This design comes from an exercise in tuning for small area and a short achievable clock period on the open sky130 flow, not from production work. In this exercise RTL edits were held to simulation tests only and were not proved equivalent to the original. The series may have gaps, and a smaller design here may also do less where the tests do not look.

Run 1, clock nets:
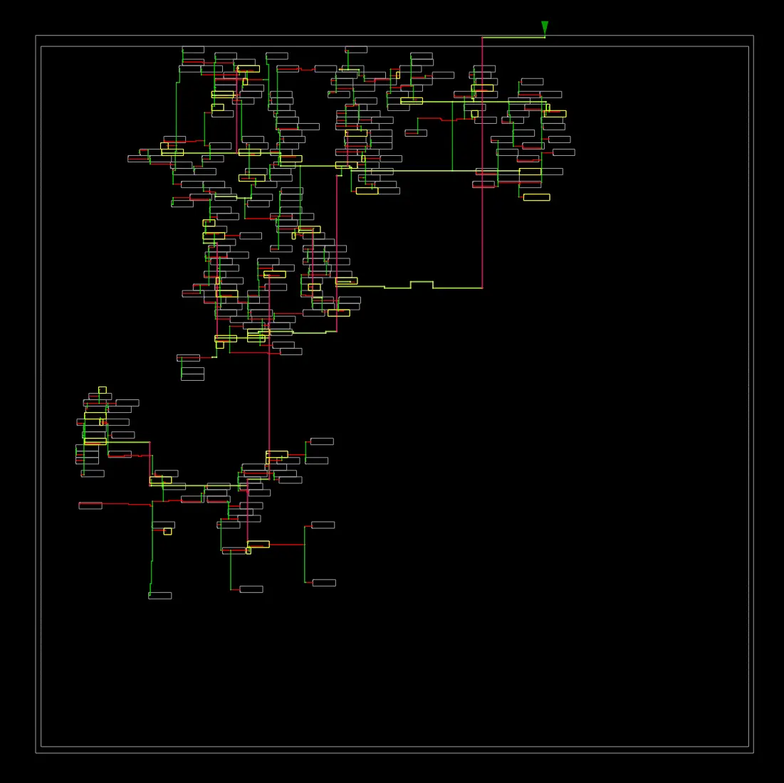
Run 1, signal wires on met3:
Bar = 100 µm. Cells faint in the background.
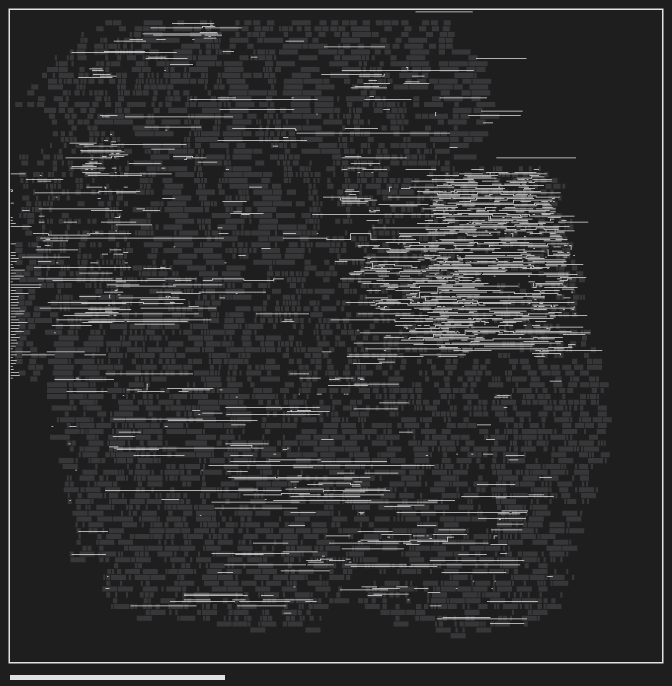
Run 1, supply network:
Pins as bars on the die edge. Tap cells in gray.
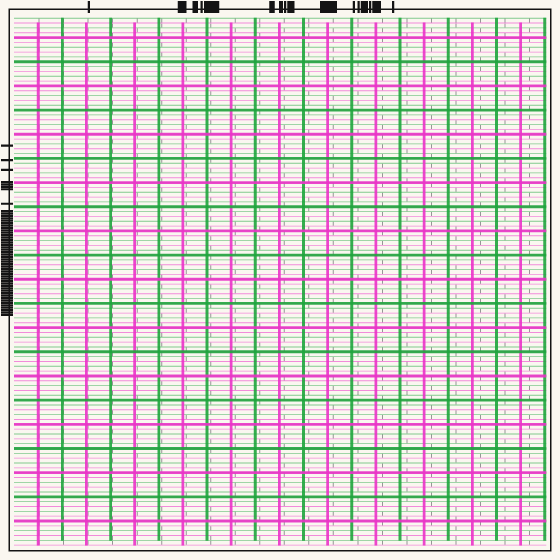
Run 1, M1 wires:
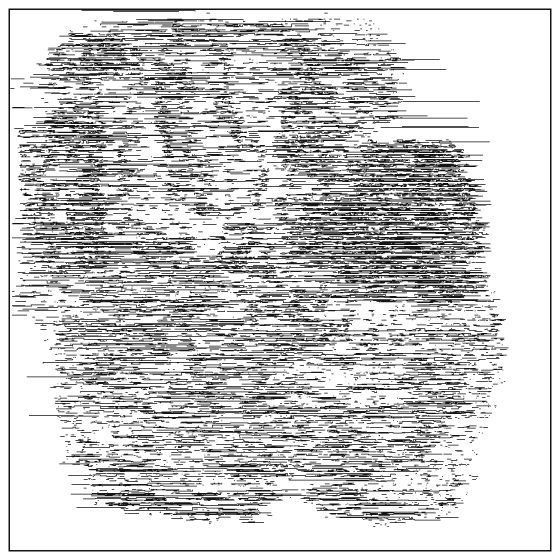
===== flow/config.mk =====
export PLATFORM = sky130hd
export DESIGN_NAME = fpu_top
export DESIGN_NICKNAME = fpu_top
export VERILOG_FILES = /design/flow/design.v
export SDC_FILE = /design/flow/constraint.sdc
export NUM_CORES = 4
export LEC_CHECK = 0
export CAP_MARGIN = 20
export CORE_MARGIN = 2
export CORE_UTILIZATION = 40
export SLEW_MARGIN = 20

===== flow/constraint.sdc =====
create_clock -name core_clock -period 14.0 [get_ports {clk}]
set_input_delay 2.8000 -clock core_clock [delete_from_list [all_inputs] [get_ports {clk}]]
set_output_delay 2.8000 -clock core_clock [all_outputs]
set_load 0.01 [all_outputs]

===== flow/design.v =====
`timescale 1ns / 1ps
module cmp(
    input clk,
    input rst,
    input [31:0] a,
    input [31:0] b,
    output reg [2:0] con
);
    always @(posedge clk or posedge rst) begin
        if (rst) begin
            con <= 3'b000;
        end else begin
            con[2] <= a[31];  
            con[1] <= b[31];  
            con[0] <= (a[30:0] == b[30:0]) ? 1'b1 : 1'b0;  
        end
    end
endmodule
module addsub(input clk, input rst, input [31:0] a, input [31:0] b, input x, output reg [31:0] out);
    reg [2:0] pipe1;
    reg [22:0] c, d; 
    reg [7:0] e;
    reg sign;
    always @(posedge clk or posedge rst) begin
        if (rst) begin
            pipe1 <= 3'b0;
        end else begin
            pipe1 <= {a[31], b[31], a[30:0] > b[30:0]};
        end
    end
    always @(posedge clk or posedge rst) begin
        if (rst) begin
            c <= 23'b0;
            d <= 23'b0;
            out[30:23] <= 8'b0;
            out[31] <= 1'b0;
        end else begin
            case (pipe1)
                3'b000, 3'b110: begin  
                    out[30:23] <= b[30:23];
                    c <= b[22:0];
                    d <= a[22:0] >> (b[30:23] - a[30:23]);
                    out[31] <= b[31];
                end
                3'b001, 3'b111: begin  
                    out[30:23] <= a[30:23];
                    c <= a[22:0];
                    d <= b[22:0] >> (a[30:23] - b[30:23]);
                    out[31] <= a[31];
                end
                3'b010: begin  
                    out[30:23] <= a[30:23];
                    c <= a[22:0];
                    d <= b[22:0] >> (a[30:23] - b[30:23]);
                    out[31] <= a[31];
                end
                3'b101: begin  
                    out[30:23] <= b[30:23];
                    c <= b[22:0];
                    d <= a[22:0] >> (b[30:23] - a[30:23]);
                    out[31] <= b[31];
                end
                default: begin
                    c <= 23'b0;
                    d <= 23'b0;
                    out[30:23] <= 8'b0;
                    out[31] <= 1'b0;
                end
            endcase
        end
    end
    reg [22:0] adder_a, adder_b;
    reg adder_cin;
    wire [22:0] adder_sum;
    wire adder_cout;
    kogge_stone ks_inst(.x(adder_a), .y(adder_b), .sum(adder_sum), .cin(adder_cin), .cout(adder_cout));
    always @(posedge clk or posedge rst) begin
        if (rst) begin
            adder_a <= 23'b0;
            adder_b <= 23'b0;
            adder_cin <= 1'b0;
        end else begin
            case (pipe1)
                3'b000: begin  
                    if (x == 1'b0) begin  
                        adder_a <= c;
                        adder_b <= d;
                        adder_cin <= 1'b0;
                    end else begin  
                        adder_a <= d;
                        adder_b <= ~c;
                        adder_cin <= 1'b1;
                    end
                end
                3'b001: begin  
                    if (x == 1'b0) begin  
                        adder_a <= c;
                        adder_b <= d;
                        adder_cin <= 1'b0;
                    end else begin  
                        adder_a <= c;
                        adder_b <= ~d;
                        adder_cin <= 1'b1;
                    end
                end
                3'b010: begin  
                    if (x == 1'b0) begin  
                        adder_a <= c;
                        adder_b <= d;
                        adder_cin <= 1'b0;
                    end else begin  
                        adder_a <= c;
                        adder_b <= ~d;
                        adder_cin <= 1'b1;
                    end
                end
                3'b100: begin  
                    if (x == 1'b0) begin  
                        adder_a <= c;
                        adder_b <= d;
                        adder_cin <= 1'b0;
                    end else begin  
                        adder_a <= d;
                        adder_b <= ~c;
                        adder_cin <= 1'b1;
                    end
                end
                3'b110: begin  
                    if (x == 1'b0) begin  
                        adder_a <= c;
                        adder_b <= d;
                        adder_cin <= 1'b0;
                    end else begin  
                        adder_a <= d;
                        adder_b <= ~c;
                        adder_cin <= 1'b1;
                    end
                end
                3'b111: begin  
                    if (x == 1'b0) begin  
                        adder_a <= c;
                        adder_b <= d;
                        adder_cin <= 1'b0;
                    end else begin  
                        adder_a <= c;
                        adder_b <= ~d;
                        adder_cin <= 1'b1;
                    end
                end
                default: begin
                    adder_a <= 23'b0;
                    adder_b <= 23'b0;
                    adder_cin <= 1'b0;
                end
            endcase
        end
    end
    always @(posedge clk or posedge rst) begin
        if (rst) begin
            out[22:0] <= 23'b0;
        end else begin
            out[22:0] <= adder_sum;
        end
    end
endmodule
module gray_cell(Gkj, Pik, Gik, G);
    input Gkj, Pik, Gik;
    output G;
    wire Y;
    and(Y, Gkj, Pik);
    or(G, Y, Gik);
endmodule
module black_cell(Gkj, Pik, Gik, Pkj, G, P);
    input Gkj, Pik, Gik, Pkj;
    output G, P;
    wire Y;
    and(Y, Gkj, Pik);
    or(G, Gik, Y);
    and(P, Pkj, Pik);
endmodule
module and_xor(a, b, p, g);
    input a, b;
    output p, g;
    xor(p, a, b);
    and(g, a, b);
endmodule
module kogge_stone(
    input        [22:0]  x,
    input        [22:0]  y,
    input                cin,
    output       [22:0]  sum,
    output               cout
);
    localparam STAGES = 5;  
    wire [22:0] p [0:STAGES];
    wire [22:0] g [0:STAGES];
    wire [23:0] c;
    genvar i;
    generate
        for (i = 0; i < 23; i = i + 1) begin : precomputation
            wire g_raw;
            and_xor init_pg (
                .a(x[i]), 
                .b(y[i]), 
                .p(p[0][i]), 
                .g(g_raw)
            );
            if (i == 0) begin : cin_merge
                assign g[0][i] = g_raw | (p[0][i] & cin);
            end else begin : no_cin
                assign g[0][i] = g_raw;
            end
        end
    endgenerate
    genvar s;  
    generate
        for (s = 0; s < STAGES; s = s + 1) begin : prefix_network_stage
            genvar j;  
            for (j = 0; j < 23; j = j + 1) begin : bit_logic
                if (j >= (1 << s)) begin
                    black_cell bc (
                        .Gkj(g[s][j - (1 << s)]),  
                        .Pkj(p[s][j - (1 << s)]),  
                        .Gik(g[s][j]),            
                        .Pik(p[s][j]),            
                        .G(g[s+1][j]),            
                        .P(p[s+1][j])             
                    );
                end else begin
                    assign g[s+1][j] = g[s][j];
                    assign p[s+1][j] = p[s][j];
                end
            end
        end
    endgenerate
    assign c[0] = cin;
    assign c[23:1] = g[STAGES][22:0];
    assign cout = c[23];
    assign sum = p[0] ^ c[22:0];
endmodule
`timescale 1ns / 1ps
module muldiv(
    input               clk,
    input               rst,
    input       [31:0]  a,
    input       [31:0]  b,
    output reg  [31:0]  result
);
    wire sign_a = a[31];
    wire sign_b = b[31];
    wire [7:0] exp_a = a[30:23];
    wire [7:0] exp_b = b[30:23];
    wire [23:0] mant_a = {1'b1, a[22:0]};  
    wire [23:0] mant_b = {1'b1, b[22:0]};
    wire [7:0] exp_sum_ks;
    wire       exp_sum_cout;
    wire [9:0] exp_result_logic;
    wire       in_zero = (exp_a == 8'd0) | (exp_b == 8'd0);
    kogge_stone8 exp_adder (
        .x(exp_a),
        .y(exp_b),
        .sum(exp_sum_ks),
        .cin(1'b0),
        .cout(exp_sum_cout)
    );
    assign exp_result_logic = {1'b0, exp_sum_cout, exp_sum_ks} - 10'd127;
    reg         p1_sign;
    reg [9:0]   p1_exp;
    reg         p1_zero;
    reg [23:0]  p1_mant_a;
    reg [23:0]  p1_mant_b;
    always @(posedge clk or posedge rst) begin
        if (rst) begin
            p1_sign   <= 1'b0;
            p1_exp    <= 10'd0;
            p1_zero   <= 1'b0;
            p1_mant_a <= 24'd0;
            p1_mant_b <= 24'd0;
        end else begin
            p1_sign   <= sign_a ^ sign_b;
            p1_exp    <= exp_result_logic;
            p1_zero   <= in_zero;
            p1_mant_a <= mant_a;  
            p1_mant_b <= mant_b;  
        end
    end
    wire [47:0] mant_prod;
    mult wallace_mult (
        .a(p1_mant_a),
        .b(p1_mant_b),
        .product(mant_prod)
    );
    wire [9:0] exp_incremented = p1_exp + 10'd1;
    wire [9:0] exp_decremented = p1_exp - 10'd1;
    reg [4:0] leading_zeros;
    reg [22:0] normalized_mantissa;
    reg [9:0] final_exponent;
    always @(*) begin
        leading_zeros = 5'd0;
        normalized_mantissa = 23'b0;
        final_exponent = p1_exp;
        casez (mant_prod[47:23])  
            25'b1????????????????????????: begin  
                leading_zeros = 5'd0;
                normalized_mantissa = mant_prod[46:24];
                final_exponent = exp_incremented;
            end
            25'b01???????????????????????: begin  
                leading_zeros = 5'd0;
                normalized_mantissa = mant_prod[45:23];
                final_exponent = p1_exp;
            end
            25'b001??????????????????????: begin  
                leading_zeros = 5'd1;
                normalized_mantissa = mant_prod[44:22];
                final_exponent = exp_decremented;
            end
            25'b0001?????????????????????: begin  
                leading_zeros = 5'd2;
                normalized_mantissa = mant_prod[43:21];
                final_exponent = p1_exp - 10'd2;
            end
            25'b00001????????????????????: begin  
                leading_zeros = 5'd3;
                normalized_mantissa = mant_prod[42:20];
                final_exponent = p1_exp - 10'd3;
            end
            25'b000001???????????????????: begin  
                leading_zeros = 5'd4;
                normalized_mantissa = mant_prod[41:19];
                final_exponent = p1_exp - 10'd4;
            end
            25'b0000001??????????????????: begin  
                leading_zeros = 5'd5;
                normalized_mantissa = mant_prod[40:18];
                final_exponent = p1_exp - 10'd5;
            end
            25'b00000001?????????????????: begin  
                leading_zeros = 5'd6;
                normalized_mantissa = mant_prod[39:17];
                final_exponent = p1_exp - 10'd6;
            end
            25'b000000001????????????????: begin  
                leading_zeros = 5'd7;
                normalized_mantissa = mant_prod[38:16];
                final_exponent = p1_exp - 10'd7;
            end
            25'b0000000001???????????????: begin  
                leading_zeros = 5'd8;
                normalized_mantissa = mant_prod[37:15];
                final_exponent = p1_exp - 10'd8;
            end
            25'b00000000001??????????????: begin  
                leading_zeros = 5'd9;
                normalized_mantissa = mant_prod[36:14];
                final_exponent = p1_exp - 10'd9;
            end
            25'b000000000001?????????????: begin  
                leading_zeros = 5'd10;
                normalized_mantissa = mant_prod[35:13];
                final_exponent = p1_exp - 10'd10;
            end
            25'b0000000000001????????????: begin  
                leading_zeros = 5'd11;
                normalized_mantissa = mant_prod[34:12];
                final_exponent = p1_exp - 10'd11;
            end
            25'b00000000000001???????????: begin  
                leading_zeros = 5'd12;
                normalized_mantissa = mant_prod[33:11];
                final_exponent = p1_exp - 10'd12;
            end
            25'b000000000000001??????????: begin  
                leading_zeros = 5'd13;
                normalized_mantissa = mant_prod[32:10];
                final_exponent = p1_exp - 10'd13;
            end
            25'b0000000000000001?????????: begin  
                leading_zeros = 5'd14;
                normalized_mantissa = mant_prod[31:9];
                final_exponent = p1_exp - 10'd14;
            end
            25'b00000000000000001????????: begin  
                leading_zeros = 5'd15;
                normalized_mantissa = mant_prod[30:8];
                final_exponent = p1_exp - 10'd15;
            end
            25'b000000000000000001???????: begin  
                leading_zeros = 5'd16;
                normalized_mantissa = mant_prod[29:7];
                final_exponent = p1_exp - 10'd16;
            end
            25'b0000000000000000001??????: begin  
                leading_zeros = 5'd17;
                normalized_mantissa = mant_prod[28:6];
                final_exponent = p1_exp - 10'd17;
            end
            25'b00000000000000000001?????: begin  
                leading_zeros = 5'd18;
                normalized_mantissa = mant_prod[27:5];
                final_exponent = p1_exp - 10'd18;
            end
            25'b000000000000000000001????: begin  
                leading_zeros = 5'd19;
                normalized_mantissa = mant_prod[26:4];
                final_exponent = p1_exp - 10'd19;
            end
            25'b0000000000000000000001???: begin  
                leading_zeros = 5'd20;
                normalized_mantissa = mant_prod[25:3];
                final_exponent = p1_exp - 10'd20;
            end
            25'b00000000000000000000001??: begin  
                leading_zeros = 5'd21;
                normalized_mantissa = mant_prod[24:2];
                final_exponent = p1_exp - 10'd21;
            end
            25'b000000000000000000000001?: begin  
                leading_zeros = 5'd22;
                normalized_mantissa = mant_prod[23:1];
                final_exponent = p1_exp - 10'd22;
            end
            25'b0000000000000000000000001: begin  
                leading_zeros = 5'd23;
                normalized_mantissa = mant_prod[22:0];
                final_exponent = p1_exp - 10'd23;
            end
            default: begin  
                leading_zeros = 5'd24;
                normalized_mantissa = 23'b0;
                final_exponent = 10'b0;  
            end
        endcase
    end
    always @(posedge clk or posedge rst) begin
        if (rst) begin
            result <= 32'b0;
        end else begin
            if (p1_zero || final_exponent == 10'b0 || final_exponent[9] == 1'b1) begin
                result <= {p1_sign, 31'b0};
            end else if (final_exponent >= 10'd255) begin
                result <= {p1_sign, 8'hFF, 23'b0};
            end else begin
                result <= {p1_sign, final_exponent[7:0], normalized_mantissa};
            end
        end
    end
endmodule
module mult(
    input [23:0] a,
    input [23:0] b,
    output [47:0] product
);
    wire [47:0] pp [0:23];  
    genvar i, j;
    generate
        for (i = 0; i < 24; i = i + 1) begin : pp_gen
            for (j = 0; j < 24; j = j + 1) begin : bit_gen
                if (j + i < 48) begin
                    assign pp[i][j + i] = a[j] & b[i];
                end
            end
            for (j = 0; j < i; j = j + 1) begin : zero_fill_low
                assign pp[i][j] = 1'b0;
            end
            for (j = i + 24; j < 48; j = j + 1) begin : zero_fill_high
                assign pp[i][j] = 1'b0;
            end
        end
    endgenerate
    wire [47:0] level1 [0:15];
    generate
        for (i = 0; i < 16; i = i + 1) begin : level1_reduction
            if (i < 8) begin
                wallace_csa_48bit csa1_l1 (
                    .a(pp[i*3]),
                    .b(pp[i*3 + 1]),
                    .c(pp[i*3 + 2]),
                    .sum(level1[i*2]),
                    .carry(level1[i*2 + 1])
                );
            end
        end
    endgenerate
    wire [47:0] level2 [0:10];
    generate
        for (i = 0; i < 5; i = i + 1) begin : level2_reduction
            wallace_csa_48bit csa2_l2 (
                .a(level1[i*3]),
                .b(level1[i*3 + 1]),
                .c(level1[i*3 + 2]),
                .sum(level2[i*2]),
                .carry(level2[i*2 + 1])
            );
        end
        assign level2[10] = level1[15];
    endgenerate
    wire [47:0] level3 [0:7];
    generate
        for (i = 0; i < 3; i = i + 1) begin : level3_reduction
            wallace_csa_48bit csa3_l3 (
                .a(level2[i*3]),
                .b(level2[i*3 + 1]),
                .c(level2[i*3 + 2]),
                .sum(level3[i*2]),
                .carry(level3[i*2 + 1])
            );
        end
        assign level3[6] = level2[9];
        assign level3[7] = level2[10];
    endgenerate
    wire [47:0] level4 [0:5];
    generate
        for (i = 0; i < 2; i = i + 1) begin : level4_reduction
            wallace_csa_48bit csa4_l4 (
                .a(level3[i*3]),
                .b(level3[i*3 + 1]),
                .c(level3[i*3 + 2]),
                .sum(level4[i*2]),
                .carry(level4[i*2 + 1])
            );
        end
        assign level4[4] = level3[6];
        assign level4[5] = level3[7];
    endgenerate
    wire [47:0] level5 [0:3];
    generate
        for (i = 0; i < 2; i = i + 1) begin : level5_reduction
            wallace_csa_48bit csa5_l5 (
                .a(level4[i*3]),
                .b(level4[i*3 + 1]),
                .c(level4[i*3 + 2]),
                .sum(level5[i*2]),
                .carry(level5[i*2 + 1])
            );
        end
    endgenerate
    wire [47:0] level6 [0:2];
    wallace_csa_48bit csa6_l6 (
        .a(level5[0]),
        .b(level5[1]),
        .c(level5[2]),
        .sum(level6[0]),
        .carry(level6[1])
    );
    assign level6[2] = level5[3];
    wire [47:0] final_sum, final_carry;
    wallace_csa_48bit csa7_final (
        .a(level6[0]),
        .b(level6[1]),
        .c(level6[2]),
        .sum(final_sum),
        .carry(final_carry)
    );
    wire [47:0] shifted_carry;
    assign shifted_carry = final_carry;  
    wire [5:0] carry_chain;  
    kogge_stone_48bit final_adder (
        .a(final_sum),
        .b(shifted_carry),
        .sum(product)
    );
endmodule
module wallace_csa_48bit(
    input [47:0] a,
    input [47:0] b,
    input [47:0] c,
    output [47:0] sum,
    output [47:0] carry
);
    wire [47:0] cy;
    assign carry = {cy[46:0], 1'b0};
    genvar i;
    generate
        for (i = 0; i < 48; i = i + 1) begin : csa_bits
            full_adder fa (
                .a(a[i]),
                .b(b[i]),
                .cin(c[i]),
                .sum(sum[i]),
                .cout(cy[i])
            );
        end
    endgenerate
endmodule
module kogge_stone_48bit(
    input [47:0] a,
    input [47:0] b,
    output [47:0] sum
);
    wire [5:0] carry_out;
    kogge_stone8 add0 (.x(a[7:0]),   .y(b[7:0]),   .sum(sum[7:0]),   .cin(1'b0),        .cout(carry_out[0]));
    kogge_stone8 add1 (.x(a[15:8]),  .y(b[15:8]),  .sum(sum[15:8]),  .cin(carry_out[0]), .cout(carry_out[1]));
    kogge_stone8 add2 (.x(a[23:16]), .y(b[23:16]), .sum(sum[23:16]), .cin(carry_out[1]), .cout(carry_out[2]));
    kogge_stone8 add3 (.x(a[31:24]), .y(b[31:24]), .sum(sum[31:24]), .cin(carry_out[2]), .cout(carry_out[3]));
    kogge_stone8 add4 (.x(a[39:32]), .y(b[39:32]), .sum(sum[39:32]), .cin(carry_out[3]), .cout(carry_out[4]));
    kogge_stone8 add5 (.x(a[47:40]), .y(b[47:40]), .sum(sum[47:40]), .cin(carry_out[4]), .cout(carry_out[5]));
endmodule
module full_adder(
    input a,
    input b,
    input cin,
    output sum,
    output cout
);
    assign sum = a ^ b ^ cin;
    assign cout = (a & b) | (cin & (a ^ b));
endmodule
module kogge_stone8(x, y, sum, cin, cout);
    input [7:0] y, x;
    output [7:0] sum;
    input cin;
    output cout;
    wire [7:0] G_Z, P_Z;
    wire [7:0] G_A, P_A;
    wire [7:0] G_B, P_B;
    wire [7:0] G_C, P_C;
    genvar i;
    generate
        for (i = 0; i < 8; i = i + 1) begin : gen0
            and_xor ax(x[i], y[i], P_Z[i], G_Z[i]);
        end
    endgenerate
    gray_cell gc0(cin, P_Z[0], G_Z[0], G_A[0]);
    black_cell bc1(G_Z[0], P_Z[1], G_Z[1], P_Z[0], G_A[1], P_A[1]);
    black_cell bc2(G_Z[1], P_Z[2], G_Z[2], P_Z[1], G_A[2], P_A[2]);
    black_cell bc3(G_Z[2], P_Z[3], G_Z[3], P_Z[2], G_A[3], P_A[3]);
    black_cell bc4(G_Z[3], P_Z[4], G_Z[4], P_Z[3], G_A[4], P_A[4]);
    black_cell bc5(G_Z[4], P_Z[5], G_Z[5], P_Z[4], G_A[5], P_A[5]);
    black_cell bc6(G_Z[5], P_Z[6], G_Z[6], P_Z[5], G_A[6], P_A[6]);
    black_cell bc7(G_Z[6], P_Z[7], G_Z[7], P_Z[6], G_A[7], P_A[7]);
    gray_cell gc1(cin, P_A[1], G_A[1], G_B[1]);
    gray_cell gc2(G_A[0], P_A[2], G_A[2], G_B[2]);
    black_cell bc3b(G_A[1], P_A[3], G_A[3], P_A[1], G_B[3], P_B[3]);
    black_cell bc4b(G_A[2], P_A[4], G_A[4], P_A[2], G_B[4], P_B[4]);
    black_cell bc5b(G_A[3], P_A[5], G_A[5], P_A[3], G_B[5], P_B[5]);
    black_cell bc6b(G_A[4], P_A[6], G_A[6], P_A[4], G_B[6], P_B[6]);
    black_cell bc7b(G_A[5], P_A[7], G_A[7], P_A[5], G_B[7], P_B[7]);
    gray_cell gc3(cin, P_B[3], G_B[3], G_C[3]);
    gray_cell gc4(G_A[0], P_B[4], G_B[4], G_C[4]);
    gray_cell gc5(G_B[1], P_B[5], G_B[5], G_C[5]);
    gray_cell gc6(G_B[2], P_B[6], G_B[6], G_C[6]);
    black_cell bc7c(G_B[3], P_B[7], G_B[7], P_B[3], G_C[7], P_C[7]);
    gray_cell gc7(cin, P_C[7], G_C[7], cout);
    xor(sum[0], cin, P_Z[0]);
    xor(sum[1], G_A[0], P_Z[1]);
    xor(sum[2], G_B[1], P_Z[2]);
    xor(sum[3], G_B[2], P_Z[3]);
    xor(sum[4], G_C[3], P_Z[4]);
    xor(sum[5], G_C[4], P_Z[5]);
    xor(sum[6], G_C[5], P_Z[6]);
    xor(sum[7], G_C[6], P_Z[7]);
endmodule
module fpu_top(
    input        clk,
    input        rst,
    input [31:0] a,
    input [31:0] b,
    input  [2:0] consig,  
    output reg [31:0] out,
    output reg [2:0] cmp_out
);
    wire [31:0] addsub_out;
    wire [2:0]  cmp_con;
    wire [31:0] muldiv_out;
    cmp cmp_inst (
        .clk(clk),
        .rst(rst),
        .a(a),
        .b(b),
        .con(cmp_con)
    );
    addsub addsub_inst (
        .clk(clk),
        .rst(rst),
        .a(a),
        .b(b),
        .x(consig[0]),  
        .out(addsub_out)
    );
    muldiv muldiv_inst (
        .clk(clk),
        .rst(rst),
        .a(a),
        .b(b),
        .result(muldiv_out)
    );
    always @(*) begin
        case (consig)
            3'b000: begin  
                out = 32'b0;
                cmp_out = cmp_con;
            end
            3'b001: begin  
                out = addsub_out;
                cmp_out = 3'b0;
            end
            3'b010: begin  
                out = addsub_out;
                cmp_out = 3'b0;
            end
            3'b011: begin  
                out = muldiv_out;
                cmp_out = 3'b0;
            end
            default: begin
                out = 32'b0;
                cmp_out = 3'b0;
            end
        endcase
    end
endmodule

===== flow/run.sh =====
#!/bin/bash
# synth_recipe.tcl (not shown) runs the flow's synth.tcl, then flattens the netlist and writes it again
# the make line also repeats each setting of config.mk as NAME=value (left out here)
make -C /OpenROAD-flow-scripts/flow DESIGN_CONFIG=/design/flow/config.mk WORK_HOME=/design/flow/orfs CLKGATE_MAP_FILE= SYNTH_SCRIPT=/design/flow/synth_recipe.tcl finish

==> parameters.txt, run 1 <==
Parameter                              Value

Layout
  Most frequent cells in the layout    537 x sky130_fd_sc_hd__inv_1, 502 x sky130_fd_sc_hd__fa_1, 411 x sky130_fd_sc_hd__nand2_1, 400 x sky130_fd_sc_hd__and2_1, 222 x sky130_fd_sc_hd__ha_1
  Non-clock buffers    roughly 220
  Most common library cell in the layout ignoring fill and taps    sky130_fd_sc_hd__inv_1
  Total area of multi-input combinational cells    27400 µm²
  FFs & Latches    220
  Non-Clock Inverter Count    around 540
  Number of nets in the finished design    4857
  Count of clock-net buffers in the final layout    35
  Dominant class by area    multi-input combinational cells
  Register cell area after layout    5560 µm²
  Count of multi-input gates    around 3000
  Share of the final layout cell area in sequential cells    14.2%
  Post-Layout Cell Count    roughly 5200
  Diode insertion count for antenna repair    3
  Core Util, Final    44.2%
  Fraction of area in multi-input gates    between 60% and 70%
  Share of final layout cell area taken by non-clock buffers    4.94%
  Layout-stage area growth over the synthesis result    9.23%
  Clock-cell share of area    about 2.1%
  Number of fill cells    just under 9000
  Final std cell area, no fill    ~39000 µm²
  Ratio of cells with drive above 1 in the final layout    under 10%

Global route
  Global-route met3 utilization    under 10%
  Pin count of the biggest net entering global routing    142
  Total overflow reported by the global router    0
  Antenna violations before repair    3
  Wire length of the first global-routing pass    between 150000 and 200000 µm
  GRT met1 Usage    37.6%
  Total routing usage reported by global routing    a little over a quarter
  Met2 Resource Use GR    between 40% and 50%
  Grt peak-use layer    met2
  Via count of the first global-routing pass    32000

Floorplan
  Standard-cell rows    109
  Tapcells    1165
  Die Y    between 300 and 400 µm
  Top Ports    104
  Die area    92300 µm²
  Die W    between 300 and 400 µm
  Starting density of the core    40.5%
  Core Footprint    ~89000 µm²

Setup path
  Slowest cell on the critical path    sky130_fd_sc_hd__a2111oi_1
  Critical R2R Capture    muldiv_inst.result[10]$_DFF_PP0_
  Beginning of the critical path    muldiv_inst.p1_mant_a[7]$_DFF_PP0_
  Reg-to-reg setup timing slack    0.83 ns
  Worst Setup Path Type    reg2reg
  Timing endpoint of the critical path    muldiv_inst.result[10]$_DFF_PP0_
  CP Launch Type    flip-flop
  Largest fanout on the critical path    23
  Cell seen most often among critical-path stages    sky130_fd_sc_hd__fa_1
  Arrival time at the worst endpoint    about 14 ns
  Sort of element at the end of the critical path    flip-flop
  Reg-to-reg critical path startpoint    muldiv_inst.p1_mant_a[7]$_DFF_PP0_
  Worst EP required    about 14 ns
  Worst R2R Path Depth    48
  Biggest cell delay along the critical path    0.78 ns

Route
  Number of routed nets with antenna violations    0
  Detailed-route wire length per cell    24.3 µm
  Uppermost layer routed    met5
  Total length of routed met3 wires    11800 µm
  Number of iterations in the first detailed-routing pass    8
  Routed metal-1 wire length    roughly 53000 µm
  Met2 Routed Length    55900 µm
  DR vias/cell    around 6.0
  Final routed DRC violation total    0
  Detailed Route Iter0 Violations    about 3900
  Via count    approximately 32000
  Post-Route WL    about 130000 µm

Synthesis
  Complex-gate fraction of the synthesized area    16.4%
  Top cells by area in the synthesized netlist    sky130_fd_sc_hd__fa_1 28%, sky130_fd_sc_hd__dfrtp_1 15%, sky130_fd_sc_hd__ha_1 7.8%
  Synth top cells by count    538 x sky130_fd_sc_hd__inv_1, 502 x sky130_fd_sc_hd__fa_1, 411 x sky130_fd_sc_hd__nand2_1, 400 x sky130_fd_sc_hd__and2_1, 249 x sky130_fd_sc_hd__clkbuf_1
  Post-Synth Adder-Cell Area    35.7%
  Total of warnings raised by yosys    6
  Synth top area share    roughly 28%
  Syn Std Cell Area    between 30000 and 40000 µm²
  Async set-or-reset flop fraction in the synthesized netlist    100%
  Most common cell in the netlist    sky130_fd_sc_hd__inv_1
  Syn Nets    around 5000
  Sequential area share after synthesis    between 15 and 20%
  Post-synth EDFFs    0
  Leading register cell type out of synthesis    sky130_fd_sc_hd__dfrtp_1
  Synthesized area per cell    8.79 µm²
  Combinational family with the most area after synthesis    adder cells
  Post-Synth XOR/XNOR Area    under 10%
  Synthesized netlist cell count    roughly 4000
  Unique cell type count in the Yosys netlist    a little under 100
  Simple-gate share of the synthesized area    a little under a fifth
  FF+latch count, synth    220
  Cell taking the most area after synthesis    sky130_fd_sc_hd__fa_1
  Multiplexer fraction of the synthesized cell area    under 10%

Placed design
  Final GP Congestion    between 1 and 1.5
  Setup slack after placement    approximately 0.37 ns
  Port Buf Inserts    103
  Post-DP HPWL    between 90000 and 100000 µm
  Area after detailed placement    approximately 38000 µm²
  Cell Count Post-Placement    between 5000 and 6000

Clocking
  Number of hold-repair buffers added at the cts stage    0
  Post-CTS clock slew at the launch and capture registers of the worst setup and hold paths    approximately 0.060 ns
  Count of buffers added by post-CTS timing repair for setup    0
  Level count of the clock H-tree    1
  Max Root-Sink Buffers    3
  Root buffer cell    sky130_fd_sc_hd__clkbuf_16
  TritonCTS clock tree    built
  Count of instances resized after the clock tree is built    0

Hold path
  Path type of the worst min-delay path    reg2reg
  Hold Path Cell Cnt    0
  Hold worst-path end    muldiv_inst.result[31]$_DFF_PP0_
  Worst min-delay path startpoint    muldiv_inst.p1_sign$_DFF_PP0_

STA
  Share of the clock period used by the worst path    a little over nine tenths
  Worst hold-check slack    between 0.3 and 0.4 ns
  Accumulated negative setup slack    0 ns
  Setup repair after global routing missed its margin    false
  Setup ws final    around 0.83 ns
  Min cycle time layout    around 13 ns
  Setup-violating endpoint count in the final report    0
  Highest Clock Rate    75.9 MHz
  Measured slew at the worst slew-check pin    between 1 and 1.5 ns
  Worst-case headroom to the max-slew limit    around a quarter
  Final Slew Violations    0
  Count of endpoints failing hold in the final timing report    0

Flow run
  Max-cap violation count    0

Status
  Result of the run    finished clean
## Picture notes: 'clock nets'
Worst Clk Skew: 0.0211 ns
CTS sink cnt: 220
Worst-Skew Late Latency: 0.55 ns
TritonCTS buffer count: 25

## Picture notes: 'signal wires on met3'
470 nets have wire on it. The wires run mostly horizontal. The longest straight run is 105 µm. The layer carries 11800 µm of wire. The layer holds 9.3% of the routed length.

## Picture notes: 'supply network'
Key: VDD = green; VSS = magenta
21 straps on met5. 110 met1 rails follow the rows. The core has 109 rows. 22 straps on met4. 104 signal pins sit on the boundary.

## Picture notes: 'M1 wires'
The layer carries 53.2 mm of wire. The wires run mostly horizontal. The longest straight run is 81.0 µm.

-- run 1: cell families after synthesis --
kind of cell	Yosys count
buffers and inverters	819
AO/OA/AOI/OAI	840
AND/OR/NAND/NOR	1323
adder cells (fa/ha/maj)	725
flip-flops	220
multiplexers	58
other	1
XOR/XNOR	106
-- run 1: flip-flops by register name (all words and copies together) (netlist names), 10 cells and up --
name                   cells
addsub_inst.c             23
muldiv_inst.p1_mant_b     23
muldiv_inst.p1_exp        10
addsub_inst.d             23
addsub_inst.out           32
muldiv_inst.p1_mant_a     24
addsub_inst.adder_a       23
muldiv_inst.result        32
addsub_inst.adder_b       23
-- run 1: worst max-delay path: cells and delay by family (launching register included) --
| kind | cells | cell delay (ns) |
|---|---|---|
| AO/OA/AOI/OAI | 13 | 3.01 |
| adder cells (fa/ha/maj) | 10 | 4.90 |
| buffers and inverters | 10 | 1.85 |
| flip-flops | 1 | 0.59 |
| AND/OR/NAND/NOR | 15 | 2.68 |
## Run 2: large edit since run 1, in outline
flow/design.v: 712 -> 1044 lines; modules unchanged: 0
  fpu_top: edited, 59 -> 92 lines
  mant_mul: new, 951 lines
  removed: cmp, addsub, gray_cell, black_cell, and_xor, kogge_stone, muldiv, mult, wallace_csa_48bit, kogge_stone_48bit, full_adder, kogge_stone8
==> module fpu_top as of run 2 <==
module fpu_top(
    input         clk,
    input         rst,
    input  [31:0] a,
    input  [31:0] b,
    input  [2:0]  consig,
    output [31:0] out,
    output [2:0]  cmp_out
);
    reg         sa, sb;      
    reg         eq;          
    reg         gt;          
    reg  [22:0] ma, mb;      
    reg  [8:0]  sx;          
    reg         lsel;        
    reg         cz;          
    reg         dz;          
    reg  [4:0]  sh;          
    reg         ez;          
    reg         eo;          
    reg  [7:0]  e8;          
    wire [2:0]  p = {sa, sb, gt};            
    wire        psel_a = (p == 3'b001) | (p == 3'b111) | (p == 3'b010);
    wire        pclr   = (p == 3'b011) | (p == 3'b100);
    wire [7:0]  ea = a[30:23];
    wire [7:0]  eb = b[30:23];
    wire [7:0]  diff = psel_a ? (ea - eb) : (eb - ea);
    wire [8:0]  esum = {1'b0, ea} + {1'b0, eb};
    wire        in_zero = (ea == 8'd0) | (eb == 8'd0);
    wire        e_neg = esum < 9'd127;
    wire        e_big = esum >= 9'd382;
    wire [7:0]  e_low = esum[7:0] + 8'd129;
    always @(posedge clk or posedge rst) begin
        if (rst) begin
            sa <= 1'b0; sb <= 1'b0; eq <= 1'b0; gt <= 1'b0;
            ma <= 23'd0; mb <= 23'd0;
            sx <= 9'd0; lsel <= 1'b0; cz <= 1'b0; dz <= 1'b0; sh <= 5'd0;
            ez <= 1'b0; eo <= 1'b0; e8 <= 8'd0;
        end else begin
            sa <= a[31];
            sb <= b[31];
            eq <= a[30:0] == b[30:0];
            gt <= a[30:0] > b[30:0];
            ma <= a[22:0];
            mb <= b[22:0];
            sx <= pclr ? 9'd0 : (psel_a ? a[31:23] : b[31:23]);
            lsel <= psel_a;
            cz <= pclr;
            dz <= pclr | (diff >= 8'd23);
            sh <= diff[4:0];
            ez <= in_zero | e_neg;
            eo <= ~(in_zero | e_neg) & e_big;
            e8 <= e_low;
        end
    end
    wire [22:0] c = cz ? 23'd0 : (lsel ? ma : mb);
    wire [22:0] dsrc = lsel ? mb : ma;
    wire [22:0] d = dz ? 23'd0 : (dsrc >> sh);
    wire        x = consig[0];
    wire        aclr = (p == 3'b011) | (p == 3'b101);
    wire        swap = (p == 3'b000) | (p == 3'b100) | (p == 3'b110);
    wire [22:0] opx = (x & swap) ? d : c;
    wire [22:0] opy = (x & swap) ? c : d;
    wire [22:0] fsum = opx + (x ? ~opy : opy) + {22'd0, x};
    reg  [22:0] snext;       
    reg  [22:0] afrac;       
    wire [47:0] prod;
    mant_mul mm (.ma(ma), .mb(mb), .p(prod));
    wire        h = prod[47];
    wire        msign = sa ^ sb;
    wire        mzero = ez | (~eo & (e8 == 8'd0) & ~h);
    wire        minf  = ~mzero & (eo | ((e8 == 8'd254) & h));
    wire [7:0]  mexp  = e8 + {7'd0, h};
    wire [22:0] mfrac = h ? prod[46:24] : prod[45:23];
    reg  [31:0] mres;
    always @(posedge clk or posedge rst) begin
        if (rst) begin
            snext <= 23'd0;
            afrac <= 23'd0;
            mres  <= 32'd0;
        end else begin
            snext <= aclr ? 23'd0 : fsum;
            afrac <= snext;
            mres  <= mzero ? {msign, 31'd0} :
                     minf  ? {msign, 8'hff, 23'd0} :
                             {msign, mexp, mfrac};
        end
    end
    assign cmp_out = (consig == 3'b000) ? {sa, sb, eq} : 3'b000;
    assign out = (consig == 3'b001 || consig == 3'b010) ? {sx, afrac} :
                 (consig == 3'b011) ? mres : 32'd0;
endmodule
Run 2, clock nets:
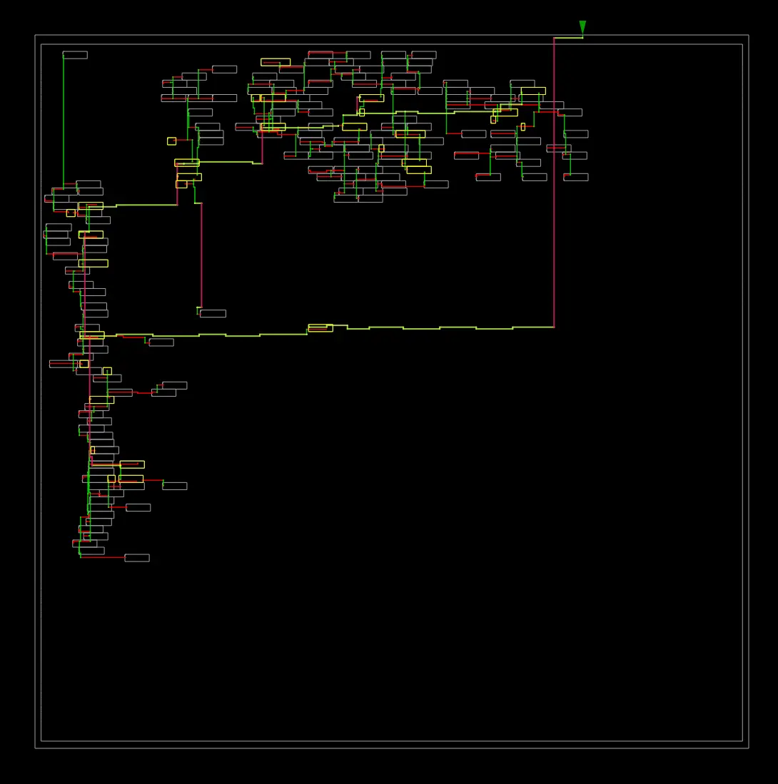
Worst-Skew Late Latency: 0.45 ns
count of clock-net buffers in the final layout: 19
FFs & Latches: 155
Worst Clk Skew: 0.0180 ns

Run 2, zoomed window:
Region (190, 55) to (215, 80) µm. Cells in gray, sequential cells in the stronger gray; small squares are vias.
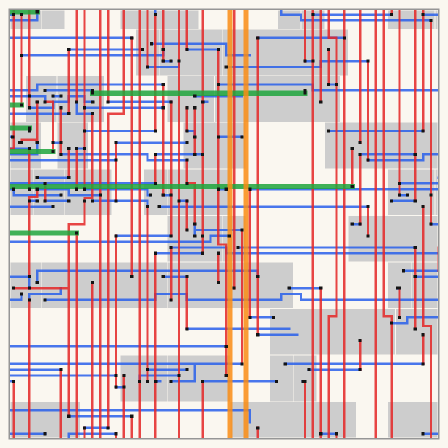
Key: metal 4 = orange; metal 1 = blue; metal 2 = red; metal 3 = green
32 logic cells have their middle in the window. Most frequent: fa_1 (9), inv_1 (6). Sequential cells in the window: 0.

Run 2, congestion heat map:
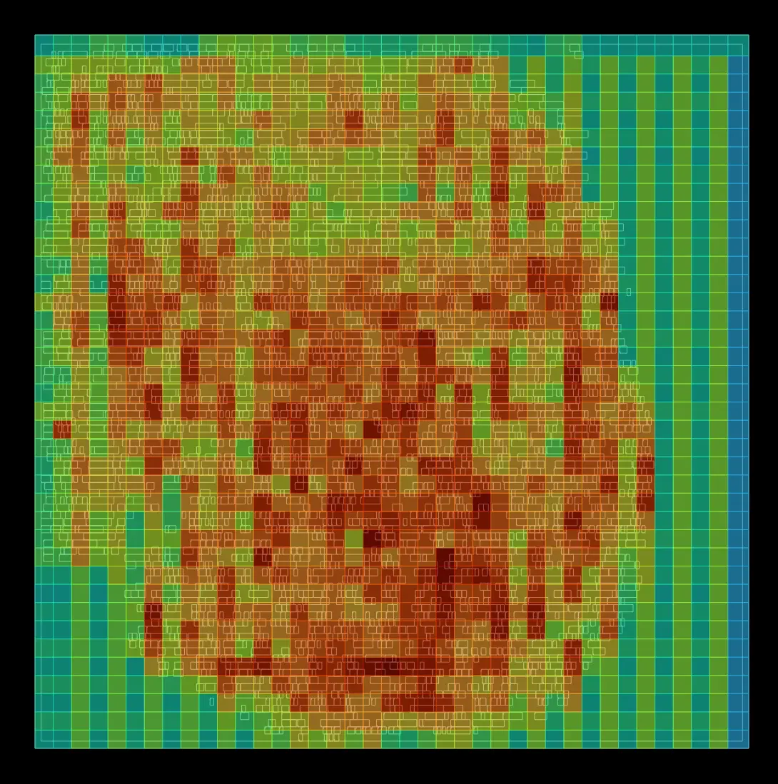
total routing usage reported by global routing: 28.4%
Core Util, Final: 43.3%
GRT met1 Usage: 40.7%
met2 Resource Use GR: 41.8%

==> run 2 against run 1 <==
  * Clock skew shrank 0.0031 ns
  * Die area shrank 21%
  * Critical path depth shrank 25
==> parameters.txt, run 2 <==
Parameter                              Value

Layout
  Number of fill cells    7072 (was 8659)
  Dominant class by area    multi-input combinational cells (unchanged)
  Share of the final layout cell area in sequential cells    12.9% (was 14.2%)
  Most frequent cells in the layout    375 x sky130_fd_sc_hd__inv_1, 373 x sky130_fd_sc_hd__a21oi_1, 348 x sky130_fd_sc_hd__nor2_1, 270 x sky130_fd_sc_hd__fa_1, 263 x sky130_fd_sc_hd__nand2_1 (was 537 x sky130_fd_sc_hd__inv_1, 502 x sky130_fd_sc_hd__fa_1, 411 x sky130_fd_sc_hd__nand2_1, 400 x sky130_fd_sc_hd__and2_1, 222 x sky130_fd_sc_hd__ha_1)
  Count of multi-input gates    2719 (was 3053)
  Diode insertion count for antenna repair    0 (was 3)
  Fraction of area in multi-input gates    70.9% (was 69.9%)
  Post-Layout Cell Count    4420 (was 5249)
  Register cell area after layout    3910 µm² (was 5560 µm²)
  Share of final layout cell area taken by non-clock buffers    5.57% (was 4.94%)
  Non-clock buffers    191 (was 222)
  Clock-cell share of area    1.98% (was 2.10%)
  Ratio of cells with drive above 1 in the final layout    6.38% (was 7.45%)
  Total area of multi-input combinational cells    21500 µm² (was 27400 µm²)
  Most common library cell in the layout ignoring fill and taps    sky130_fd_sc_hd__inv_1 (unchanged)
  Largest Register    mres
  Non-Clock Inverter Count    383 (was 541)
  Number of nets in the finished design    3936 (was 4857)

Placed design
  Post-DP HPWL    73900 µm (was 95400 µm)
  Area after detailed placement    29700 µm² (was 38300 µm²)
  Cell Count Post-Placement    4388 (was 5199)
  Final GP Congestion    0.919 (was 1.01)
  Setup slack after placement    5.45 ns (was 0.369 ns)

Route
  Via count    27300 (was 31500)
  Final routed DRC violation total    0 (unchanged)
  Met2 Routed Length    45100 µm (was 55900 µm)
  Post-Route WL    105000 µm (was 127000 µm)
  Detailed-route wire length per cell    23.8 µm (was 24.3 µm)
  Routed metal-1 wire length    44700 µm (was 53200 µm)
  Number of iterations in the first detailed-routing pass    6 (was 8)
  Uppermost layer routed    met5 (unchanged)
  Number of routed nets with antenna violations    0 (unchanged)
  Detailed Route Iter0 Violations    3771 (was 3881)
  DR vias/cell    6.19 (was 6.01)
  Total length of routed met3 wires    11800 µm (about the same)

Synthesis
  Synth top cells by count    376 x sky130_fd_sc_hd__inv_1, 374 x sky130_fd_sc_hd__a21oi_1, 353 x sky130_fd_sc_hd__nor2_1, 308 x sky130_fd_sc_hd__clkbuf_1, 270 x sky130_fd_sc_hd__fa_1 (was 538 x sky130_fd_sc_hd__inv_1, 502 x sky130_fd_sc_hd__fa_1, 411 x sky130_fd_sc_hd__nand2_1, 400 x sky130_fd_sc_hd__and2_1, 249 x sky130_fd_sc_hd__clkbuf_1)
  Async set-or-reset flop fraction in the synthesized netlist    100% (unchanged)
  Syn Nets    4115 (was 4886)
  Synthesized netlist cell count    3646 (was 4092)
  Unique cell type count in the Yosys netlist    81 (was 97)
  Synthesized area per cell    7.77 µm² (was 8.79 µm²)
  Simple-gate share of the synthesized area    12.6% (was 19.1%)
  Most common cell in the netlist    sky130_fd_sc_hd__inv_1 (unchanged)
  Leading register cell type out of synthesis    sky130_fd_sc_hd__dfrtp_1 (unchanged)
  Cell taking the most area after synthesis    sky130_fd_sc_hd__fa_1 (unchanged)
  FF+latch count, synth    155 (was 220)
  Synth top area share    19.1% (was 27.9%)
  Sequential area share after synthesis    13.7% (was 15.3%)
  Combinational family with the most area after synthesis    compound AO/OA/AOI/OAI gates (was adder cells)
  Syn Std Cell Area    28300 µm² (was 36000 µm²)
  Multiplexer fraction of the synthesized cell area    6.38% (was 2.12%)
  Total of warnings raised by yosys    1 (was 6)
  Post-synth EDFFs    0 (unchanged)
  Complex-gate fraction of the synthesized area    28.4% (was 16.4%)
  Top cells by area in the synthesized netlist    sky130_fd_sc_hd__fa_1 19%, sky130_fd_sc_hd__dfrtp_1 14%, sky130_fd_sc_hd__a21oi_1 6.6% (was sky130_fd_sc_hd__fa_1 28%, sky130_fd_sc_hd__dfrtp_1 15%, sky130_fd_sc_hd__ha_1 7.8%)
  Post-Synth Adder-Cell Area    25.9% (was 35.7%)

STA
  Worst-case headroom to the max-slew limit    23.8% (was 24.8%)
  Setup ws final    5.13 ns (was 0.826 ns)
  Final Slew Violations    0 (unchanged)
  Highest Clock Rate    113 MHz (was 75.9 MHz)
  Measured slew at the worst slew-check pin    1.13 ns (was 1.12 ns)
  Min cycle time layout    8.87 ns (was 13.17 ns)
  Setup repair after global routing missed its margin    false (unchanged)
  Count of endpoints failing hold in the final timing report    0 (unchanged)
  Share of the clock period used by the worst path    63.3% (was 94.1%)

Floorplan
  Die Y    270 µm (was 304 µm)
  Core Footprint    70000 µm² (was 88800 µm²)
  Top Ports    104 (unchanged)
  Starting density of the core    40.4% (was 40.5%)
  Die area    72900 µm² (was 92300 µm²)
  Standard-cell rows    97 (was 109)
  Die W    270 µm (was 304 µm)
  Tapcells    940 (was 1165)

Clocking
  Number of hold-repair buffers added at the cts stage    0 (unchanged)
  Post-CTS clock slew at the launch and capture registers of the worst setup and hold paths    0.07 ns (was 0.06 ns)
  Count of instances resized after the clock tree is built    0 (unchanged)
  Root buffer cell    sky130_fd_sc_hd__clkbuf_16 (unchanged)
  TritonCTS buffer count    17 (was 25)
  Count of buffers added by post-CTS timing repair for setup    0 (unchanged)
  Max Root-Sink Buffers    2 (was 3)
  CTS sink cnt    155 (was 220)
  Level count of the clock H-tree    4 (was 1)

Setup path
  Arrival time at the worst endpoint    9.22 ns (was 13.62 ns)
  Timing endpoint of the critical path    mres[4]$_DFF_PP0_ (was muldiv_inst.result[10]$_DFF_PP0_)
  Largest fanout on the critical path    40 (was 23)
  Worst EP required    14.35 ns (was 14.45 ns)
  Reg-to-reg critical path startpoint    ma[6]$_DFF_PP0_ (was muldiv_inst.p1_mant_a[7]$_DFF_PP0_)
  CP Launch Type    flip-flop (unchanged)
  Sort of element at the end of the critical path    flip-flop (unchanged)
  Worst Setup Path Type    reg2reg (unchanged)
  Beginning of the critical path    ma[6]$_DFF_PP0_ (was muldiv_inst.p1_mant_a[7]$_DFF_PP0_)
  Worst R2R Path Depth    23 (was 48)
  Reg-to-reg setup timing slack    5.13 ns (was 0.83 ns)
  Critical R2R Capture    mres[4]$_DFF_PP0_ (was muldiv_inst.result[10]$_DFF_PP0_)

Global route
  Total overflow reported by the global router    0 (unchanged)
  Pin count of the biggest net entering global routing    96 (was 142)
  Antenna violations before repair    1 (was 3)
  Wire length of the first global-routing pass    161000 µm (was 197000 µm)
  Grt peak-use layer    met2 (unchanged)
  Global-route met3 utilization    6.52% (was 5.40%)
  Via count of the first global-routing pass    25800 (was 32000)

Hold path
  Worst min-delay path startpoint    snext[2]$_DFF_PP0_ (was muldiv_inst.p1_sign$_DFF_PP0_)
  Hold worst-path end    afrac[2]$_DFF_PP0_ (was muldiv_inst.result[31]$_DFF_PP0_)
  Hold Path Cell Cnt    0 (unchanged)

Flow run
  Max-cap violation count    0 (unchanged)

Status
  Result of the run    finished clean (unchanged)
-- run 2: worst max-delay path, cell delays in order, from the launching register on --
cell,delay [ns]
sky130_fd_sc_hd__dfrtp_1,0.32
sky130_fd_sc_hd__buf_4,0.51
sky130_fd_sc_hd__clkinv_1,1.08
sky130_fd_sc_hd__nor2_1,0.41
sky130_fd_sc_hd__a211oi_1,0.08
sky130_fd_sc_hd__o22ai_1,0.36
sky130_fd_sc_hd__fa_1,0.52
sky130_fd_sc_hd__fa_1,0.45
sky130_fd_sc_hd__fa_1,0.43
sky130_fd_sc_hd__inv_1,0.11
sky130_fd_sc_hd__fa_1,0.44
sky130_fd_sc_hd__fa_1,0.42
sky130_fd_sc_hd__fa_1,0.47
sky130_fd_sc_hd__ha_1,0.42
sky130_fd_sc_hd__nand2_1,0.10
sky130_fd_sc_hd__nor3_1,0.29
sky130_fd_sc_hd__nand4_1,0.15
sky130_fd_sc_hd__a31o_1,0.29
sky130_fd_sc_hd__and2_4,0.19
sky130_fd_sc_hd__o41ai_4,0.49
sky130_fd_sc_hd__xor2_2,0.17
sky130_fd_sc_hd__a41oi_2,0.44
sky130_fd_sc_hd__nand2b_4,0.27
sky130_fd_sc_hd__nor4_1,0.35

-- separate check: timing with driven ports --
How much do the figures lean on ideal ports? The routed layouts below were timed once more, with nothing changed but the port constraints. Step 1: set_driving_cell puts a clkbuf_16 on clk and a buf_2 on each other input, an assumption about the parent block. Step 2 times the ports against the registers' clock, not the clock port: input delays grow and output delays shrink by t, the midpoint of the rising clock arrivals with the driver on. a / b / c = no drivers / after step 1 / after step 2; a / b = the first two.
run	t, ns	slack for setup (ns)	worst setup path at the end	cell pins on the clock port's net
run 1	0.601	0.826 / 0.826 / 0.826	register to register	1
run 2	0.508	5.134 / 5.134 / 5.134	register to register	1
After both steps setup and hold are still met in every run listed.
